This design comes from an exercise in tuning for small area on the open sky130 flow, not from production work.
At most, simulation tests tie the RTL to the original design; equivalence was not proved.
The series may have gaps, and a smaller design here may also do less where the tests do not look.
Only the layout flow was run in runs 2 to 4; the RTL was not checked for function there.
Power figures rest on the tool's default switching activity, not on a simulated workload.

===== flow/run.sh =====
#!/bin/bash
# synth_recipe.tcl (not shown) runs the flow's synth.tcl, then flattens the netlist and writes it again
# the make line also repeats each setting of config.mk as NAME=value (left out here)
make -C /OpenROAD-flow-scripts/flow DESIGN_CONFIG=/design/flow/config.mk WORK_HOME=/design/flow/orfs CLKGATE_MAP_FILE= SYNTH_SCRIPT=/design/flow/synth_recipe.tcl finish

===== flow/constraint.sdc =====
create_clock -name core_clock -period 31.0 [get_ports {clk}]
set_input_delay 6.2000 -clock core_clock [delete_from_list [all_inputs] [get_ports {clk}]]
set_output_delay 6.2000 -clock core_clock [all_outputs]
set_load 0.01 [all_outputs]

===== flow/design.v =====
module ALU_16_bit(
input wire [15:0] A,
input wire [15:0] B,
input wire [3:0] ALU_FUN,
input wire clk,
output reg [15:0] ALU_OUT,
output reg Carry_Flag,
output reg Arith_Flag,
output reg Logic_Flag,
output reg CMP_Flag,
output reg Shift_Flag
);
reg [15:0] ALU_OUT_Comb;
always @ (*)
 begin
  Arith_Flag = 0;
  Logic_Flag = 0;
  CMP_Flag = 0;
  Shift_Flag = 0;
  Carry_Flag = 0;
  case (ALU_FUN)
    4'b0000: begin
	          {Carry_Flag, ALU_OUT_Comb} = A + B;
	          Arith_Flag = 1; 
			 end
	4'b0001: begin 
	          {Carry_Flag, ALU_OUT_Comb} = A - B;
	          Arith_Flag = 1;
 			 end
	4'b0010: begin 
	          ALU_OUT_Comb = A * B;
	          Arith_Flag = 1; 
			 end
	4'b0011: begin
	          if (B != 16'b0)
	           begin
			    ALU_OUT_Comb = A / B;
				Arith_Flag = 1;
			   end
			  else
			   begin
			    ALU_OUT_Comb = 16'b0;
				Arith_Flag = 1;
			   end
			 end
	4'b0100: begin 
	          ALU_OUT_Comb = A & B;
	          Logic_Flag = 1; 
			 end
	4'b0101: begin
	          ALU_OUT_Comb = A | B;
	          Logic_Flag = 1;
			 end
	4'b0110: begin 
	          ALU_OUT_Comb = ~ (A & B);
	          Logic_Flag = 1;
			 end
	4'b0111: begin
	          ALU_OUT_Comb = ~ (A | B);
	          Logic_Flag = 1;
			 end
	4'b1000: begin
	          ALU_OUT_Comb = A ^ B;
	          Logic_Flag = 1;
			 end
	4'b1001: begin 
	          ALU_OUT_Comb = ~ (A ^ B);
	          Logic_Flag = 1;
			 end
	4'b1010: begin
	          if (A == B)
	           begin
			    ALU_OUT_Comb = 16'b1;
				CMP_Flag = 1;
			   end
			  else
			   begin
			    ALU_OUT_Comb = 16'b0;
				CMP_Flag = 1;
			   end
			 end
	4'b1011: begin
	          if (A > B)
	           begin
			    ALU_OUT_Comb = 16'b10;
				CMP_Flag = 1;
			   end
			  else
			   begin
			    ALU_OUT_Comb = 16'b0;
				CMP_Flag = 1;
			   end
			 end
	4'b1100: begin
	          if (A < B)
	           begin
			    ALU_OUT_Comb = 16'b11;
				CMP_Flag = 1;
			   end
			  else
			   begin
			    ALU_OUT_Comb = 16'b0;
				CMP_Flag = 1;
			   end
			 end
	4'b1101: begin 
	          ALU_OUT_Comb = A >> 1 ;
	          Shift_Flag = 1;
			 end
	4'b1110: begin
           	  ALU_OUT_Comb = A << 1 ;
	          Shift_Flag = 1;
			 end
	default: ALU_OUT_Comb = 16'b0;
  endcase
 end
always @ (posedge clk)
 begin
  ALU_OUT <= ALU_OUT_Comb;
 end 
endmodule

===== flow/config.mk =====
export PLATFORM = sky130hd
export DESIGN_NAME = ALU_16_bit
export DESIGN_NICKNAME = ALU_16_bit
export VERILOG_FILES = /design/flow/design.v
export SDC_FILE = /design/flow/constraint.sdc
export NUM_CORES = 4
export LEC_CHECK = 0
export CAP_MARGIN = 20
export CORE_MARGIN = 2
export CORE_UTILIZATION = 40
export SLEW_MARGIN = 20

==> out/metrics.csv, run 1 <==
metric,value,unit
status,timing/DRC/antenna clean,
drc_errors,0,
taps,455,
met3_usage,3.727,%
grt_pass1_wl,90530,um
worstPathMaxFanout,8,
finalSetupViolCount,0,
worstHoldEndpoint,ALU_OUT[6]$_DFF_P_,
die-area,36850,um^2
grt_pass1_vias,15150,
syn_nets,2285,
cts_resized,16,
power.internal,338.8,uW
start_kind,input pin,
top_power_group,combinational cells,
seq_area,320.3,um^2
clkSinkCount,16,
synthCells,1930,
synth_cell_types,93,
sw_frac_of_total,56.25,%
buffer_area_share,13.25,%
sh_seq_area,1.816,%
wl_per_cell,23.62,um
ir_drop,113.3,uV
grt_use_met1,44.08,%
num-nonclk-inverters,185,
p_comb,712,uW
yosysTopAreaCell,ha_1,
nClkBuffers,4,
grt_max_degree,37,
==> run 1: cells by family (layout without fill, tap and decap cells) <==
family                     after synthesis  after routing  synth area share (%)
AOI/OAI and AO/OA                      563            563                 27.78
muxes                                   35             35                 2.718
xor gates and xnor gates               113            113                 7.004
and+or+nand+nor                        620            621                 20.44
buffers and inverters                  265            474                 7.269
DFF                                     16             16                 2.267
adders and majority gates              318            318                 32.51
==> run 1: worst max-delay path: cells and delay by family <==
| family | cells | cell delay (ns) |
|---|---|---|
| and+or+nand+nor | 23 | 5.25 |
| AOI/OAI and AO/OA | 56 | 9.97 |
| muxes | 5 | 1.64 |
| buffers and inverters | 14 | 2.65 |
| adders and majority gates | 16 | 4.56 |
==> run 1: through the flow <==
stage	setup TNS (ns)	power (uW)	setup WS, ns	hold WS [ns]	area, um^2
2_1_floorplan	0	481.2	0.07198	6.440	14140
3_3_place_gp	-0.4698	690.5	-0.4698	6.937	16370
3_5_place_dp	-0.9407	699.7	-0.9407	6.939	16370
4_1_cts	0	741.0	0.04796	6.941	16520
5_1_grt	-0.2932	844.8	-0.2932	6.851	17640
6_report	0	774.5	0.8570	6.795	17640
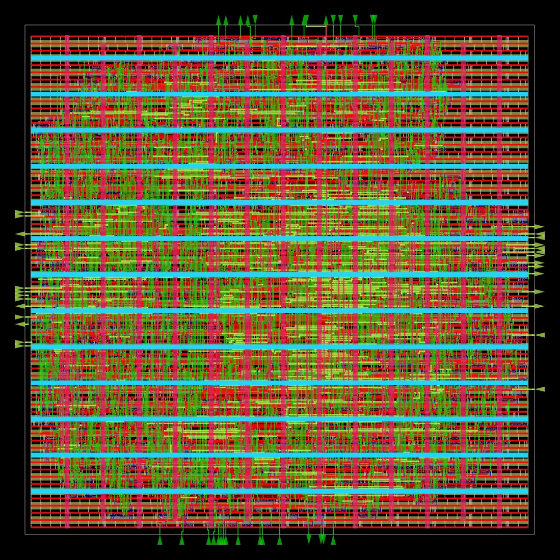
*Finished layout with every layer on, run 1*
wirelength, routed: 61,280 um
die height: 192.0 um
Final Non-Filler Cells: 2,595
Die W: 192.0 um
FP Rows: 68

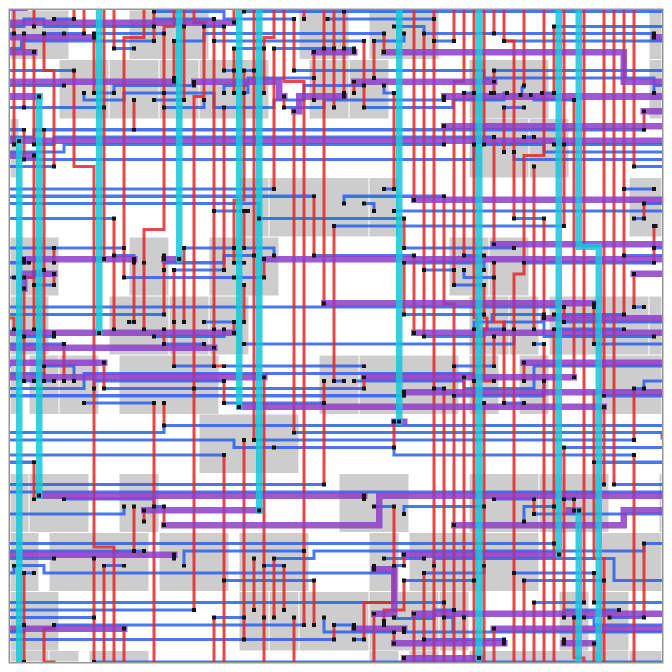
*A small window of the routed layout, run 1*
Window x 81 to 111, y 43 to 73 um. Cells in gray, sequential cells in the stronger gray; small squares are vias.
| layer | color |
|---|---|
| M3 | purple |
| M1 | blue |
| M4 | cyan |
| M2 | red |
sequential cells in the window: 0
cells with their middle in the window: 59
most frequent: nand2_1 (8), xnor2_1 (8)

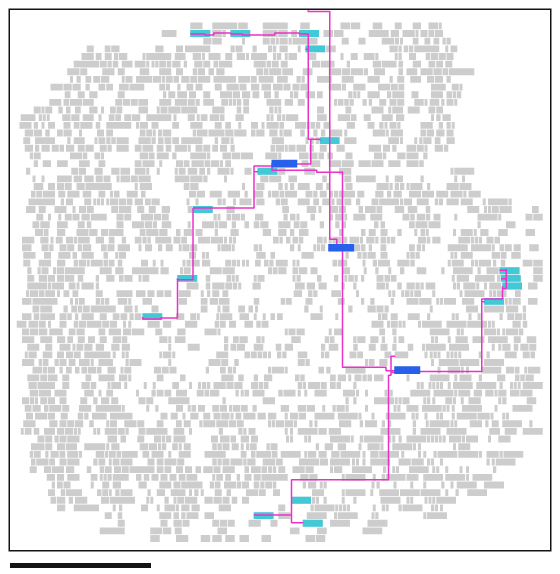
*Routed clock nets over the placement, run 1*
Scale bar: 50 um.
[flip-flops] cyan | count: 16
[clock wires] magenta | length: 624 um
[clock-net drivers] blue | count: 3
routed clock nets: 4
Clock Power Share: 4.4%
P_clk: 33.8 uW

## Run 2: files that changed since run 1, shown whole
==> flow/design.v <==
module ALU_16_bit(
input wire [15:0] A,
input wire [15:0] B,
input wire [3:0] ALU_FUN,
input wire clk,
output reg [15:0] ALU_OUT,
output wire Carry_Flag,
output wire Arith_Flag,
output wire Logic_Flag,
output wire CMP_Flag,
output wire Shift_Flag
);
wire is_add = ALU_FUN == 4'b0000;
wire is_sub = ALU_FUN == 4'b0001;
wire is_mul = ALU_FUN == 4'b0010;
wire is_div = ALU_FUN == 4'b0011;
wire is_as  = ALU_FUN[3:1] == 3'b000;
wire is_shr = ALU_FUN == 4'b1101;
wire is_shl = ALU_FUN == 4'b1110;
wire is_eq  = ALU_FUN == 4'b1010;
wire is_gt  = ALU_FUN == 4'b1011;
wire is_lt  = ALU_FUN == 4'b1100;
assign Arith_Flag = ALU_FUN[3:2] == 2'b00;
assign Logic_Flag = (ALU_FUN[3:2] == 2'b01) | (ALU_FUN[3:1] == 3'b100);
assign CMP_Flag   = is_eq | is_gt | is_lt;
assign Shift_Flag = is_shr | is_shl;
wire as_sub = ~is_add;
wire [15:0] bs = B ^ {16{as_sub}};
wire [16:0] cc;
assign cc[0] = as_sub;
genvar gi;
generate for (gi = 0; gi < 16; gi = gi + 1) begin : cchain
  assign cc[gi+1] = (A[gi] & bs[gi]) | ((A[gi] | bs[gi]) & cc[gi]);
end endgenerate
wire [15:0] as_sum = A ^ bs ^ cc[15:0];
wire ge = cc[16];
wire eq = ~|(A ^ B);
assign Carry_Flag = (is_add & ge) | (is_sub & ~ge);
wire [15:0] nb = ~B;
wire [15:0] zhi;
assign zhi[0] = 1'b1;
generate for (gi = 1; gi < 16; gi = gi + 1) begin : zh
  assign zhi[gi] = zhi[gi-1] & ~B[16-gi];
end endgenerate
wire bnz = |B;
wire [15:0] zd = zhi & {16{is_div & bnz}};
wire [15:0] ma = A & {16{is_mul}};
wire [15:0] q;
assign x16 = A | {16{is_mul}};
wire [15:0] x0;
wire [15:0] x1;
wire [15:0] x2;
wire [15:0] x3;
wire [15:0] x4;
wire [15:0] x5;
wire [15:0] x6;
wire [15:0] x7;
wire [15:0] x8;
wire [15:0] x9;
wire [15:0] x10;
wire [15:0] x11;
wire [15:0] x12;
wire [15:0] x13;
wire [15:0] x14;
wire [15:0] x15;
wire [15:0] x16;
wire co15;
wire sel15;
wire co14;
wire sel14;
wire co13;
wire sel13;
wire co12;
wire sel12;
wire co11;
wire sel11;
wire co10;
wire sel10;
wire co9;
wire sel9;
wire co8;
wire sel8;
wire co7;
wire sel7;
wire co6;
wire sel6;
wire co5;
wire sel5;
wire co4;
wire sel4;
wire co3;
wire sel3;
wire co2;
wire sel2;
wire co1;
wire sel1;
wire co0;
wire sel0;
wire [1:0] r15_d = {1'b1, x16[15:15]} - {1'b0, B[0:0]};
assign co15 = r15_d[1];
assign q[15] = co15 & zd[15];
assign sel15 = q[15] | ma[15];
assign x15[15] = sel15 ? r15_d[0] : x16[15];
assign x15[14:0] = x16[14:0];
wire [2:0] r14_d = {1'b1, x15[15:14]} - {1'b0, B[1:0]};
assign co14 = r14_d[2];
assign q[14] = co14 & zd[14];
assign sel14 = q[14] | ma[14];
assign x14[14] = sel14 ? r14_d[0] : x15[14];
assign x14[15] = sel14 ? r14_d[1] : x15[15];
assign x14[13:0] = x15[13:0];
wire [3:0] r13_d = {1'b1, x14[15:13]} - {1'b0, B[2:0]};
assign co13 = r13_d[3];
assign q[13] = co13 & zd[13];
assign sel13 = q[13] | ma[13];
assign x13[13] = sel13 ? r13_d[0] : x14[13];
assign x13[14] = sel13 ? r13_d[1] : x14[14];
assign x13[15] = sel13 ? r13_d[2] : x14[15];
assign x13[12:0] = x14[12:0];
wire [4:0] r12_d = {1'b1, x13[15:12]} - {1'b0, B[3:0]};
assign co12 = r12_d[4];
assign q[12] = co12 & zd[12];
assign sel12 = q[12] | ma[12];
assign x12[12] = sel12 ? r12_d[0] : x13[12];
assign x12[13] = sel12 ? r12_d[1] : x13[13];
assign x12[14] = sel12 ? r12_d[2] : x13[14];
assign x12[15] = sel12 ? r12_d[3] : x13[15];
assign x12[11:0] = x13[11:0];
wire [5:0] r11_d = {1'b1, x12[15:11]} - {1'b0, B[4:0]};
assign co11 = r11_d[5];
assign q[11] = co11 & zd[11];
assign sel11 = q[11] | ma[11];
assign x11[11] = sel11 ? r11_d[0] : x12[11];
assign x11[12] = sel11 ? r11_d[1] : x12[12];
assign x11[13] = sel11 ? r11_d[2] : x12[13];
assign x11[14] = sel11 ? r11_d[3] : x12[14];
assign x11[15] = sel11 ? r11_d[4] : x12[15];
assign x11[10:0] = x12[10:0];
wire [6:0] r10_d = {1'b1, x11[15:10]} - {1'b0, B[5:0]};
assign co10 = r10_d[6];
assign q[10] = co10 & zd[10];
assign sel10 = q[10] | ma[10];
assign x10[10] = sel10 ? r10_d[0] : x11[10];
assign x10[11] = sel10 ? r10_d[1] : x11[11];
assign x10[12] = sel10 ? r10_d[2] : x11[12];
assign x10[13] = sel10 ? r10_d[3] : x11[13];
assign x10[14] = sel10 ? r10_d[4] : x11[14];
assign x10[15] = sel10 ? r10_d[5] : x11[15];
assign x10[9:0] = x11[9:0];
wire [7:0] r9_d = {1'b1, x10[15:9]} - {1'b0, B[6:0]};
assign co9 = r9_d[7];
assign q[9] = co9 & zd[9];
assign sel9 = q[9] | ma[9];
assign x9[9] = sel9 ? r9_d[0] : x10[9];
assign x9[10] = sel9 ? r9_d[1] : x10[10];
assign x9[11] = sel9 ? r9_d[2] : x10[11];
assign x9[12] = sel9 ? r9_d[3] : x10[12];
assign x9[13] = sel9 ? r9_d[4] : x10[13];
assign x9[14] = sel9 ? r9_d[5] : x10[14];
assign x9[15] = sel9 ? r9_d[6] : x10[15];
assign x9[8:0] = x10[8:0];
wire [8:0] r8_d = {1'b1, x9[15:8]} - {1'b0, B[7:0]};
assign co8 = r8_d[8];
assign q[8] = co8 & zd[8];
assign sel8 = q[8] | ma[8];
assign x8[8] = sel8 ? r8_d[0] : x9[8];
assign x8[9] = sel8 ? r8_d[1] : x9[9];
assign x8[10] = sel8 ? r8_d[2] : x9[10];
assign x8[11] = sel8 ? r8_d[3] : x9[11];
assign x8[12] = sel8 ? r8_d[4] : x9[12];
assign x8[13] = sel8 ? r8_d[5] : x9[13];
assign x8[14] = sel8 ? r8_d[6] : x9[14];
assign x8[15] = sel8 ? r8_d[7] : x9[15];
assign x8[7:0] = x9[7:0];
wire [9:0] r7_d = {1'b1, x8[15:7]} - {1'b0, B[8:0]};
assign co7 = r7_d[9];
assign q[7] = co7 & zd[7];
assign sel7 = q[7] | ma[7];
assign x7[7] = sel7 ? r7_d[0] : x8[7];
assign x7[8] = sel7 ? r7_d[1] : x8[8];
assign x7[9] = sel7 ? r7_d[2] : x8[9];
assign x7[10] = sel7 ? r7_d[3] : x8[10];
assign x7[11] = sel7 ? r7_d[4] : x8[11];
assign x7[12] = sel7 ? r7_d[5] : x8[12];
assign x7[13] = sel7 ? r7_d[6] : x8[13];
assign x7[14] = sel7 ? r7_d[7] : x8[14];
assign x7[15] = sel7 ? r7_d[8] : x8[15];
assign x7[6:0] = x8[6:0];
wire [10:0] r6_d = {1'b1, x7[15:6]} - {1'b0, B[9:0]};
assign co6 = r6_d[10];
assign q[6] = co6 & zd[6];
assign sel6 = q[6] | ma[6];
assign x6[6] = sel6 ? r6_d[0] : x7[6];
assign x6[7] = sel6 ? r6_d[1] : x7[7];
assign x6[8] = sel6 ? r6_d[2] : x7[8];
assign x6[9] = sel6 ? r6_d[3] : x7[9];
assign x6[10] = sel6 ? r6_d[4] : x7[10];
assign x6[11] = sel6 ? r6_d[5] : x7[11];
assign x6[12] = sel6 ? r6_d[6] : x7[12];
assign x6[13] = sel6 ? r6_d[7] : x7[13];
assign x6[14] = sel6 ? r6_d[8] : x7[14];
assign x6[15] = sel6 ? r6_d[9] : x7[15];
assign x6[5:0] = x7[5:0];
wire [11:0] r5_d = {1'b1, x6[15:5]} - {1'b0, B[10:0]};
assign co5 = r5_d[11];
assign q[5] = co5 & zd[5];
assign sel5 = q[5] | ma[5];
assign x5[5] = sel5 ? r5_d[0] : x6[5];
assign x5[6] = sel5 ? r5_d[1] : x6[6];
assign x5[7] = sel5 ? r5_d[2] : x6[7];
assign x5[8] = sel5 ? r5_d[3] : x6[8];
assign x5[9] = sel5 ? r5_d[4] : x6[9];
assign x5[10] = sel5 ? r5_d[5] : x6[10];
assign x5[11] = sel5 ? r5_d[6] : x6[11];
assign x5[12] = sel5 ? r5_d[7] : x6[12];
assign x5[13] = sel5 ? r5_d[8] : x6[13];
assign x5[14] = sel5 ? r5_d[9] : x6[14];
assign x5[15] = sel5 ? r5_d[10] : x6[15];
assign x5[4:0] = x6[4:0];
wire [12:0] r4_d = {1'b1, x5[15:4]} - {1'b0, B[11:0]};
assign co4 = r4_d[12];
assign q[4] = co4 & zd[4];
assign sel4 = q[4] | ma[4];
assign x4[4] = sel4 ? r4_d[0] : x5[4];
assign x4[5] = sel4 ? r4_d[1] : x5[5];
assign x4[6] = sel4 ? r4_d[2] : x5[6];
assign x4[7] = sel4 ? r4_d[3] : x5[7];
assign x4[8] = sel4 ? r4_d[4] : x5[8];
assign x4[9] = sel4 ? r4_d[5] : x5[9];
assign x4[10] = sel4 ? r4_d[6] : x5[10];
assign x4[11] = sel4 ? r4_d[7] : x5[11];
assign x4[12] = sel4 ? r4_d[8] : x5[12];
assign x4[13] = sel4 ? r4_d[9] : x5[13];
assign x4[14] = sel4 ? r4_d[10] : x5[14];
assign x4[15] = sel4 ? r4_d[11] : x5[15];
assign x4[3:0] = x5[3:0];
wire [13:0] r3_d = {1'b1, x4[15:3]} - {1'b0, B[12:0]};
assign co3 = r3_d[13];
assign q[3] = co3 & zd[3];
assign sel3 = q[3] | ma[3];
assign x3[3] = sel3 ? r3_d[0] : x4[3];
assign x3[4] = sel3 ? r3_d[1] : x4[4];
assign x3[5] = sel3 ? r3_d[2] : x4[5];
assign x3[6] = sel3 ? r3_d[3] : x4[6];
assign x3[7] = sel3 ? r3_d[4] : x4[7];
assign x3[8] = sel3 ? r3_d[5] : x4[8];
assign x3[9] = sel3 ? r3_d[6] : x4[9];
assign x3[10] = sel3 ? r3_d[7] : x4[10];
assign x3[11] = sel3 ? r3_d[8] : x4[11];
assign x3[12] = sel3 ? r3_d[9] : x4[12];
assign x3[13] = sel3 ? r3_d[10] : x4[13];
assign x3[14] = sel3 ? r3_d[11] : x4[14];
assign x3[15] = sel3 ? r3_d[12] : x4[15];
assign x3[2:0] = x4[2:0];
wire [14:0] r2_d = {1'b1, x3[15:2]} - {1'b0, B[13:0]};
assign co2 = r2_d[14];
assign q[2] = co2 & zd[2];
assign sel2 = q[2] | ma[2];
assign x2[2] = sel2 ? r2_d[0] : x3[2];
assign x2[3] = sel2 ? r2_d[1] : x3[3];
assign x2[4] = sel2 ? r2_d[2] : x3[4];
assign x2[5] = sel2 ? r2_d[3] : x3[5];
assign x2[6] = sel2 ? r2_d[4] : x3[6];
assign x2[7] = sel2 ? r2_d[5] : x3[7];
assign x2[8] = sel2 ? r2_d[6] : x3[8];
assign x2[9] = sel2 ? r2_d[7] : x3[9];
assign x2[10] = sel2 ? r2_d[8] : x3[10];
assign x2[11] = sel2 ? r2_d[9] : x3[11];
assign x2[12] = sel2 ? r2_d[10] : x3[12];
assign x2[13] = sel2 ? r2_d[11] : x3[13];
assign x2[14] = sel2 ? r2_d[12] : x3[14];
assign x2[15] = sel2 ? r2_d[13] : x3[15];
assign x2[1:0] = x3[1:0];
wire [15:0] r1_d = {1'b1, x2[15:1]} - {1'b0, B[14:0]};
assign co1 = r1_d[15];
assign q[1] = co1 & zd[1];
assign sel1 = q[1] | ma[1];
assign x1[1] = sel1 ? r1_d[0] : x2[1];
assign x1[2] = sel1 ? r1_d[1] : x2[2];
assign x1[3] = sel1 ? r1_d[2] : x2[3];
assign x1[4] = sel1 ? r1_d[3] : x2[4];
assign x1[5] = sel1 ? r1_d[4] : x2[5];
assign x1[6] = sel1 ? r1_d[5] : x2[6];
assign x1[7] = sel1 ? r1_d[6] : x2[7];
assign x1[8] = sel1 ? r1_d[7] : x2[8];
assign x1[9] = sel1 ? r1_d[8] : x2[9];
assign x1[10] = sel1 ? r1_d[9] : x2[10];
assign x1[11] = sel1 ? r1_d[10] : x2[11];
assign x1[12] = sel1 ? r1_d[11] : x2[12];
assign x1[13] = sel1 ? r1_d[12] : x2[13];
assign x1[14] = sel1 ? r1_d[13] : x2[14];
assign x1[15] = sel1 ? r1_d[14] : x2[15];
assign x1[0:0] = x2[0:0];
wire [16:0] r0_d = {1'b1, x1[15:0]} - {1'b0, B[15:0]};
assign co0 = r0_d[16];
assign q[0] = co0 & zd[0];
assign sel0 = q[0] | ma[0];
assign x0[0] = sel0 ? r0_d[0] : x1[0];
assign x0[1] = sel0 ? r0_d[1] : x1[1];
assign x0[2] = sel0 ? r0_d[2] : x1[2];
assign x0[3] = sel0 ? r0_d[3] : x1[3];
assign x0[4] = sel0 ? r0_d[4] : x1[4];
assign x0[5] = sel0 ? r0_d[5] : x1[5];
assign x0[6] = sel0 ? r0_d[6] : x1[6];
assign x0[7] = sel0 ? r0_d[7] : x1[7];
assign x0[8] = sel0 ? r0_d[8] : x1[8];
assign x0[9] = sel0 ? r0_d[9] : x1[9];
assign x0[10] = sel0 ? r0_d[10] : x1[10];
assign x0[11] = sel0 ? r0_d[11] : x1[11];
assign x0[12] = sel0 ? r0_d[12] : x1[12];
assign x0[13] = sel0 ? r0_d[13] : x1[13];
assign x0[14] = sel0 ? r0_d[14] : x1[14];
assign x0[15] = sel0 ? r0_d[15] : x1[15];
reg [15:0] lg;
always @(*) begin
  case (ALU_FUN[2:0])
    3'b100: lg = A & B;
    3'b101: lg = A | B;
    3'b110: lg = ~(A & B);
    3'b111: lg = ~(A | B);
    3'b000: lg = A ^ B;
    default: lg = ~(A ^ B);
  endcase
end
wire [15:0] res =
    (~x0 & {16{is_mul}}) |
    q |
    (as_sum & {16{is_as}}) |
    (lg & {16{Logic_Flag}}) |
    ({1'b0, A[15:1]} & {16{is_shr}}) |
    ({A[14:0], 1'b0} & {16{is_shl}}) |
    {14'b0, (is_gt & ge & ~eq) | (is_lt & ~ge), (is_eq & eq) | (is_lt & ~ge)};
always @(posedge clk)
  ALU_OUT <= res;
endmodule
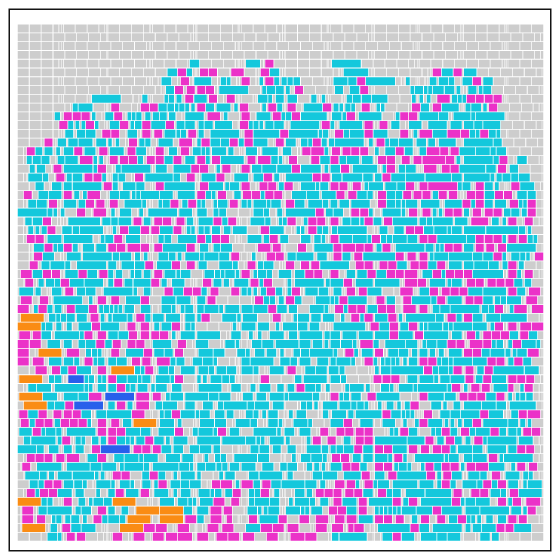
*Cells colored by class, run 2*
Fill, decap, tap and diode cells in gray.
| class | color | cells |
|---|---|---|
| sequential cells | orange | 16 |
| clock drivers and dummy loads | blue | 4 |
| remaining logic cells | cyan | 1,403 |
| remaining buffers and delay cells | magenta | 681 |
fin area: 18,270 um^2
FP Rows: 59
Seq/total area: 1.753%

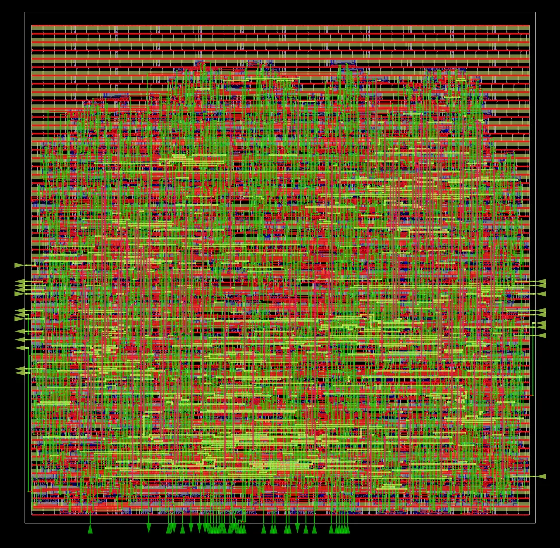
*The routed nets, run 2*
routed length on met1: 20,990 um
All-Layer GR Usage: 33.90%

==> run 2 against run 1 <==
The layout now fails its checks (setup timing). Via count decreased by 9.3%. First-iteration DRC count decreased by 12%. Total power decreased by 28%. Sequential cell count is the same. Fmax decreased by 4.3%. Routed wire length decreased by 14%. Critical path depth up 21. Core utilization rose by 19 points. Setup slack worse by 1.4 ns. Count of clock-buffer cells in the layout unchanged. Largest cell class unchanged. Largest power group unchanged.
==> out/metrics.csv, run 2 <==
metric,value,unit,change
die-area,28090,um^2,-24%
grt_max_degree,45,,+22%
wl_per_cell,21.53,um,-8.8%
fin_ws,-0.5088,ns,-1.366 ns
yosysTopAreaCell,ha_1,,
die_h,167.6,um,-13%
met3_usage,6.358,%,+2.6 points
status,"complete, but fails checks",,
finalSetupViolCount,11,,+11
ir_drop,37.43,uV,-67%
seq_area,320.3,um^2,unchanged
holdWs,6.716,ns,-0.07862 ns
clkSinkCount,16,,unchanged
setup_tns,-3.884,ns,-3.884 ns
power.internal,299.6,uW,-12%
dpl_cell_area,15630,um^2,-4.5%
violations,setup timing,,
syn_nets,1701,,-26%
drc_errors,0,,unchanged
clockPowerShare,5.3,%,+0.9 points
grt_pass1_wl,76140,um,-16%
synth_cell_types,90,,-3.2%
cts_resized,133,,+117
nClkBuffers,4,,unchanged
wl,52510,um,-14%
fin_cells,2439,,-6.0%
grt_use_met1,42.37,%,-1.7 points
power,555.3,uW,-28%
p_clk,29.4,uW,-13%
grt_pass1_vias,14240,,-6.0%
cp.depth,135,,+18%
crit_buf_inv,24,,+10
start_kind,input pin,,
worstPathMaxFanout,8,,unchanged
num-nonclk-inverters,105,,-43%
critPathTopFamily,compound AO/OA/AOI/OAI gates,,
fp.dieW,167.6,um,-13%
place_ws,-1.816,ns,-0.8757 ns
sw_frac_of_total,46.04,%,-10 points
[run 2: cell types whose count changed in the layout (fill, tap and decap cells not counted), moves of 17 or more]
cell | before | now
ha_4 | 17 | 39
o21ai_0 | 81 | 47
ha_1 | 211 | 122
fa_1 | 82 | 23
a21oi_1 | 98 | 72
buf_4 | 221 | 590
nand2_1 | 198 | 110
inv_1 | 180 | 93
buf_6 | 6 | 33
nor2_1 | 192 | 113
o221ai_1 | 18 | 1
[run 2: kinds of logic after synthesis]
| kind of cell | after synthesis | synth area share (%) |
|---|---|---|
| and+or+nand+nor | 464 | 21.50 |
| DFF | 16 | 2.992 |
| adders and majority gates | 197 | 25.13 |
| AOI/OAI and AO/OA | 473 | 30.78 |
| xor gates and xnor gates | 120 | 9.817 |
| muxes | 44 | 4.324 |
| buffers and inverters | 153 | 5.458 |
[run 2: path summary, 6_finish.rpt]
| path | slack [ns] | from | endpoint |
|---|---|---|---|
| worst max-delay path | -0.51 | B[3] | ALU_OUT[3]$_DFF_P_ |
| worst min-delay path | 6.72 | ALU_FUN[0] | ALU_OUT[15]$_DFF_P_ |
==> run 3: too many edits to list; what changed since run 2 <==
flow/design.v: 335 -> 1421 lines; modules unchanged: 0
  ALU_16_bit: edited, 335 -> 1421 lines
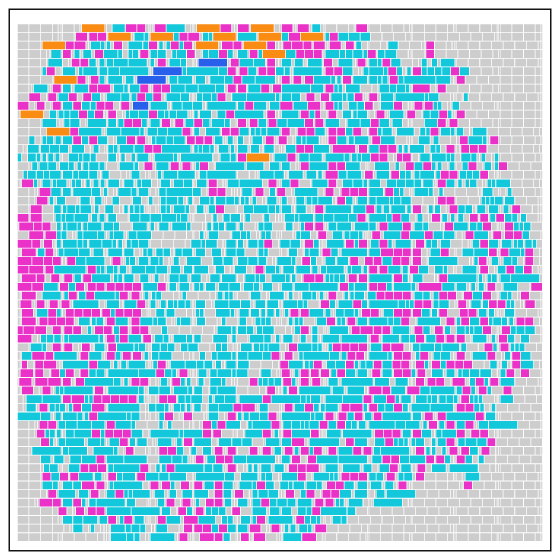
*Cells colored by class, run 3*
Fill, decap, tap and diode cells in gray.
| class | color | cells |
|---|---|---|
| sequential cells | orange | 16 |
| remaining logic cells | cyan | 1,488 |
| clock drivers and dummy loads | blue | 4 |
| remaining buffers and delay cells | magenta | 692 |

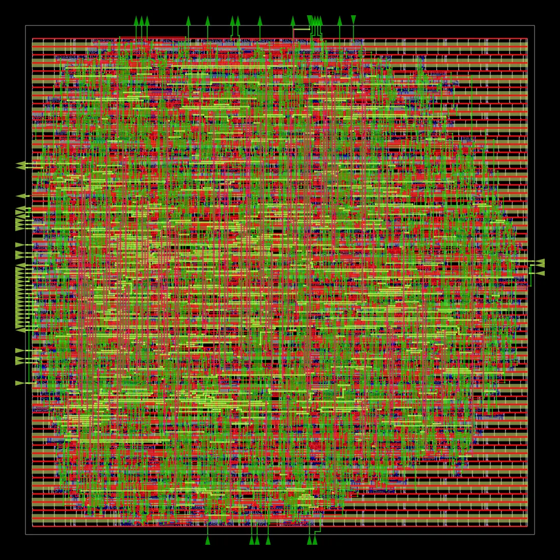
*The routed nets, run 3*
Avg WL per Cell: 21.28 um
routed vias: 15,480
routed length on met1: 21,460 um
Met2 Routed Length: 24,430 um
All-Layer GR Usage: 34.72%

==> run 3 against run 2 <==
The layout still fails its checks (setup timing). Critical path type unchanged. Core utilization down 1.3 points. Die area up 3.2%. Routed wire length up 3.0%. Sequential power up 2%. Sequential cell count unchanged. Cell area up 1.1%. Clock power about the same. Setup slack worse by 0.49 ns. Global-route usage up 0.82 points. Final cell count up 4.2%. First-iteration DRC count up 7.2%.
==> out/metrics.csv, run 3 <==
metric,value,unit,change
cp-endpoint,ALU_OUT[7]$_DFF_P_,,
combPwrFrac,89.5,%,
clockPowerShare,5.6,%,+0.3 points
grt_max_degree,32,,-29%
violations,setup timing,,
holdWs,6.649,ns,-0.06646 ns
synth_cell_types,88,,-2.2%
ys_ff_latch,16,,
startpoint,B[1],,
met3_usage,3.512,%,-2.8 points
cp.depth,138,,+2.2%
crit_buf_inv,27,,+13%
power.internal,281.2,uW,-6.2%
die-area,29000,um^2,+3.2%
dpl_cell_area,16100,um^2,+3.0%
setup_tns,-14.69,ns,-10.81 ns
yosysTopAreaCell,ha_1,,
start_kind,input pin,,
sw_frac_of_total,46.22,%,+0.18 points
grt_pass1_wl,79490,um,+4.4%
fin_area,18480,um^2,+1.1%
worstHoldEndpoint,ALU_OUT[4]$_DFF_P_,,
max_slew_margin,14.03,%,
finalSetupViolCount,16,,+5
syn_nets,1787,,+5.1%
fin_cells,2541,,+4.2%
grt_overflow_total,0,,
fin_ws,-0.9948,ns,-0.4860 ns
rows,60,,+1.7%
wl_met3,4459,um,
critPathTopFamily,compound AO/OA/AOI/OAI gates,,
fp.dieW,170.3,um,+1.6%
slew_viol_final,0,,
cts_resized,165,,+24%
ir_drop,23.58,uV,-37%
wl,54060,um,+3.0%
worstPathMaxFanout,7,,-1
die_h,170.3,um,+1.6%
max_stage_delay,0.48,ns,
clkSinkCount,16,,unchanged
grt_use_met1,43.46,%,+1.1 points
total_leakage_power,0.008969,uW,
drtIter0Drc,1458,,
drc_errors,0,,unchanged
grt_pass1_vias,14930,,+4.8%
status,"complete, but fails checks",,
crit_required,31.14,ns,
worstHoldStart,B[12],,
power,522.8,uW,-5.9%
[run 3: changes by cell type after synthesis, sizes merged, moves of 10 or more]
cell,delta
o21bai,+10
clkbuf,+39
o21ai,+23
nor2,+20
ha,-16
fa,-15
o21a,-14
nand2b,+11
a21o,+15
inv,-19
nand2,+22
a222oi,-10
mux2,+15
[run 3: power by group through the flow]
stage                     Sequential, uW  Combinational (uW)  Clock (uW)
after detailed placement            26.1                 397           0
after floorplan                     28.0                 223           0
after global routing                26.1                 499        29.9
final                               25.7                 468        29.4
after global placement              26.0                 392           0
after CTS                           25.7                 430        29.3
[run 3: layout make-up]
cell class	count	area (um^2)
Fill cell	2162	8551
Sequential cell	16	320.3
Tap cell	341	426.7
Inverter	87	341.6
Timing Repair inverter	1	8.758
Multi-Input combinational cell	1400	11820
Timing Repair Buffer	692	5472
Clock buffer	4	88.84
[run 3: logic make-up after synthesis]
family                   after synthesis  share of synthesized area, %
multiplexers                          57                         5.532
buffers and inverters                168                         5.747
AO/OA/AOI/OAI                        525                         32.61
adder cells (fa/ha/maj)              166                         19.80
XOR/XNOR                             136                         10.77
AND/OR/NAND/NOR                      516                         22.65
flip-flops                            16                         2.896
## Run 4: large edit since run 3, in outline
flow/design.v: 1421 -> 2253 lines; modules unchanged: 0
  ALU_16_bit: edited, 1421 -> 2253 lines
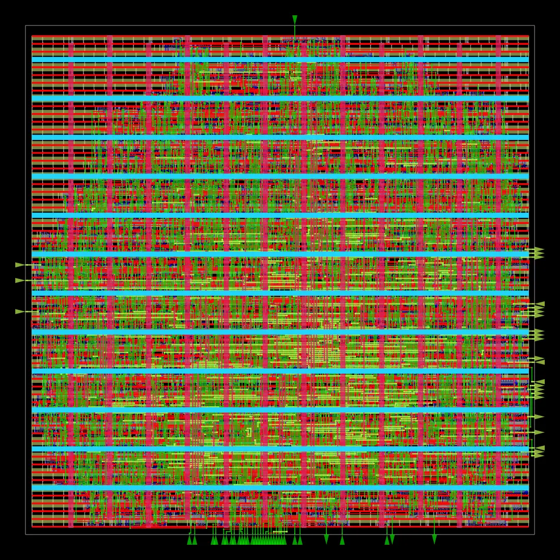
*Finished layout with every layer on, run 4*
Final Non-Filler Cells: 2,762
wirelength, routed: 55,240 um
FP Rows: 63

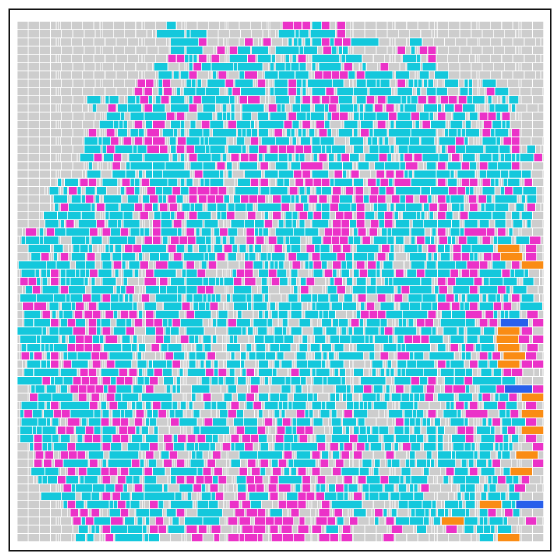
*Cells colored by class, run 4*
Fill, decap, tap and diode cells in gray.
| class | color | cells |
|---|---|---|
| clock-net drivers | blue | 3 |
| remaining buffers and delay cells | magenta | 736 |
| remaining logic cells | cyan | 1,616 |
| sequential cells | orange | 16 |
Core Area: 29,720 um^2
fin area: 20,160 um^2
final core occ: 67.84%
Seq/total area: 1.589%

==> run 4 against run 3 <==
Still fails the layout checks on setup timing. Non-clock buffer count grew 44. Largest power group unchanged. Combinational power decreased by 4.9%. Final cell count increased by 8.7%. First-iteration DRC count decreased by 12%. Setup slack worse by 3.1 ns. Worst hold slack gained 0.0019 ns. Core utilization decreased by 0.52 points.
==> out/metrics.csv, run 4 <==
metric,value,unit,change
ys_ff_latch,16,,unchanged
grt_overflow_total,0,,unchanged
critPathTopFamily,simple AND/OR/NAND/NOR gates,,
ir_drop,20.31,uV,-14%
async_reset_ff_share,0,%,
sw_frac_of_total,47.73,%,+1.5 points
top_power_group,combinational cells,,
gr-usage-all-layers,33.77,%,-0.95 points
p_comb,445,uW,-4.9%
wl_met3,4311,um,-3.3%
wl_per_cell,20.00,um,-6.0%
grt_pass1_wl,83770,um,+5.4%
synth_cell_types,94,,+6.8%
slew_viol_final,0,,unchanged
max_slew_margin,36.12,%,+22 points
status,"complete, but fails checks",,
drtIter0Drc,1287,,-12%
fin_ws,-4.120,ns,-3.125 ns
grt_pass1_vias,15550,,+4.1%
max_stage_delay,0.53,ns,+0.05 ns
p_clk,25.5,uW,-13%
p_seq,25.4,uW,about the same
total_leakage_power,0.009645,uW,+7.5%
fp.dieW,177.8,um,+4.4%
met3_usage,4.520,%,+1.0 points
clockPowerShare,5.1,%,-0.5 points
drc_errors,0,,unchanged
violations,setup timing,,
fillers,2372,,+9.7%
crit_required,31.13,ns,about the same
vias,15460,,-0.090%
die-area,31610,um^2,+9.0%
finalSetupViolCount,16,,unchanged
grt_use_met1,42.22,%,-1.2 points
syn_nets,1995,,+12%
wl_met1,22500,um,+4.9%
worstPathMaxFanout,8,,+1
wl_met2,25590,um,+4.8%
crit_buf_inv,38,,+41%
run 4: logic make-up after synthesis:
group           synth area share (%)
flops                          2.651
fa+ha+maj                      29.89
buf+inv                        8.564
simple gates                   20.47
mux                            4.608
compound gates                 23.60
xor+xnor                       10.22
run 4: worst paths after layout:
path	start	end	slack (ns)	cells after the start
worst max-delay path	B[4]	ALU_OUT[15]$_DFF_P_	-4.12	184
worst min-delay path	B[15]	ALU_OUT[1]$_DFF_P_	6.65	5
run 4: through the flow:
step,area [um^2],total power [uW],setup TNS (ns),hold WS (ns)
finish,20160,495.4,-56.88,6.651
detailed placement,17280,395.0,-80.70,6.940
CTS,19340,463.4,-43.78,6.657
global placement,17280,387.9,-73.26,6.937
global route,20160,529.5,-78.23,6.737
floorplan,12880,240.5,-43.80,6.403
run 4: final cells by class:
class	count	area, um^2	area share, %
Clock buffer	3	75.07	0.3724
Inverter	209	789.5	3.916
Timing Repair Buffer	736	5772	28.63
Tap cell	390	488.0	2.421
Multi-Input combinational cell	1407	12710	63.06
Antenna cell	1	2.502	0.01241
Sequential cell	16	320.3	1.589

==> notes/layouts.md <==
Pictures saved along the way, in no particular order.

Cells by drive strength.
Scale bar: 50 um.
shot_01.png
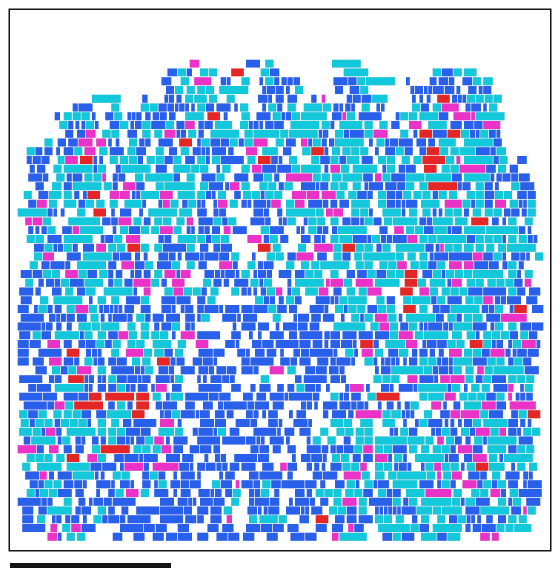
shot_02.png
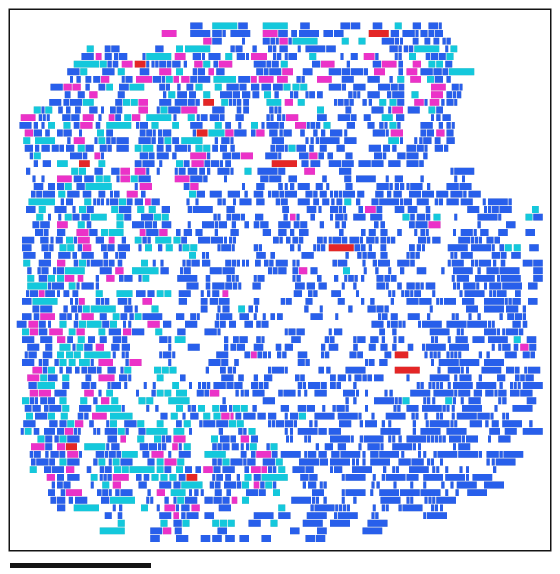
shot_03.png
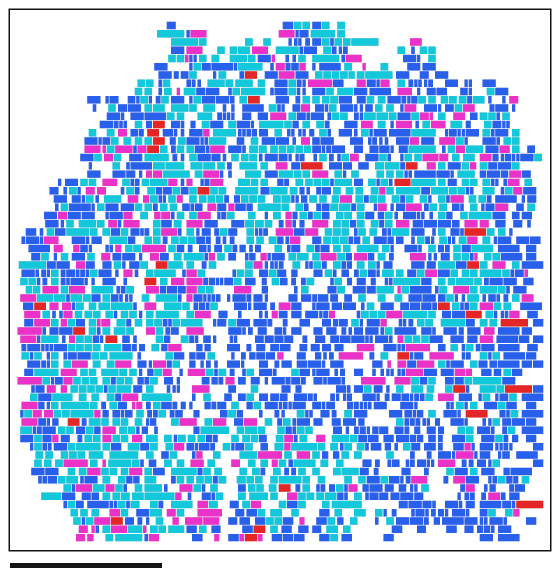
shot_04.png
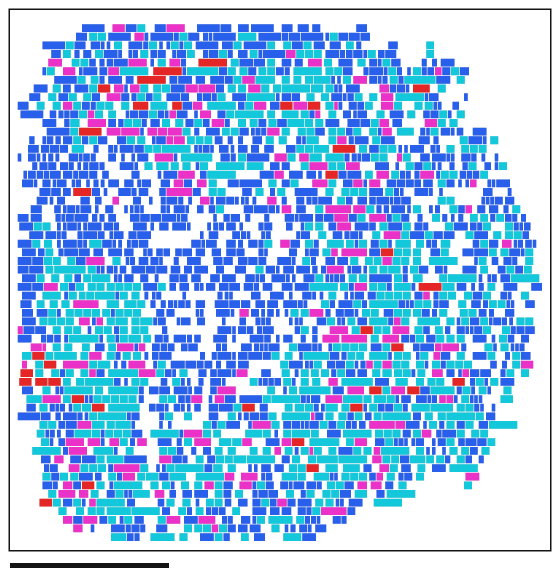
- shot_03.png = run 4
- shot_01.png = run 2
- shot_02.png = run 1
- shot_04.png = run 3
Of these, largest die: shot_02.png

Key to shot_02.png:
| size | color | cells | share | most used |
|---|---|---|---|---|
| x1 and smaller | blue | 1,714 | 80% | ha_1 |
| x2 | magenta | 140 | 6.5% | a21oi_2 |
| x3 and x4 | cyan | 275 | 13% | buf_4 |
| x6 and larger | red | 11 | 0.51% | buf_6 |

-- static timing again, ports no longer ideal --
Ports are ideal in the flow. The routed layouts listed here were re-timed in OpenROAD.
Step 1, drivers: a clkbuf_16 drives clk and a buf_2 each remaining input, both assumed.
Step 2 times the ports against the registers' clock, not the clock port: input delays grow and output delays shrink by t, the midpoint of the rising clock arrivals with the driver on.
Three values: ideal, step 1, step 2; two values: the first two.
run	shift t [ns]	setup WS [ns]	worst data-port slew with drivers (ns)
run 1	0.318	0.857 / 0.870 / 0.552	0.08
run 2	0.287	-0.509 / -0.511 / -0.798	0.05
run 3	0.284	-0.995 / -0.981 / -1.265	0.10
run 4	0.278	-4.120 / -4.126 / -4.403	0.09
For run 1, which loses most, drivers alone change the setup slack by +0.013 ns; drivers and shift together by -0.305 ns.
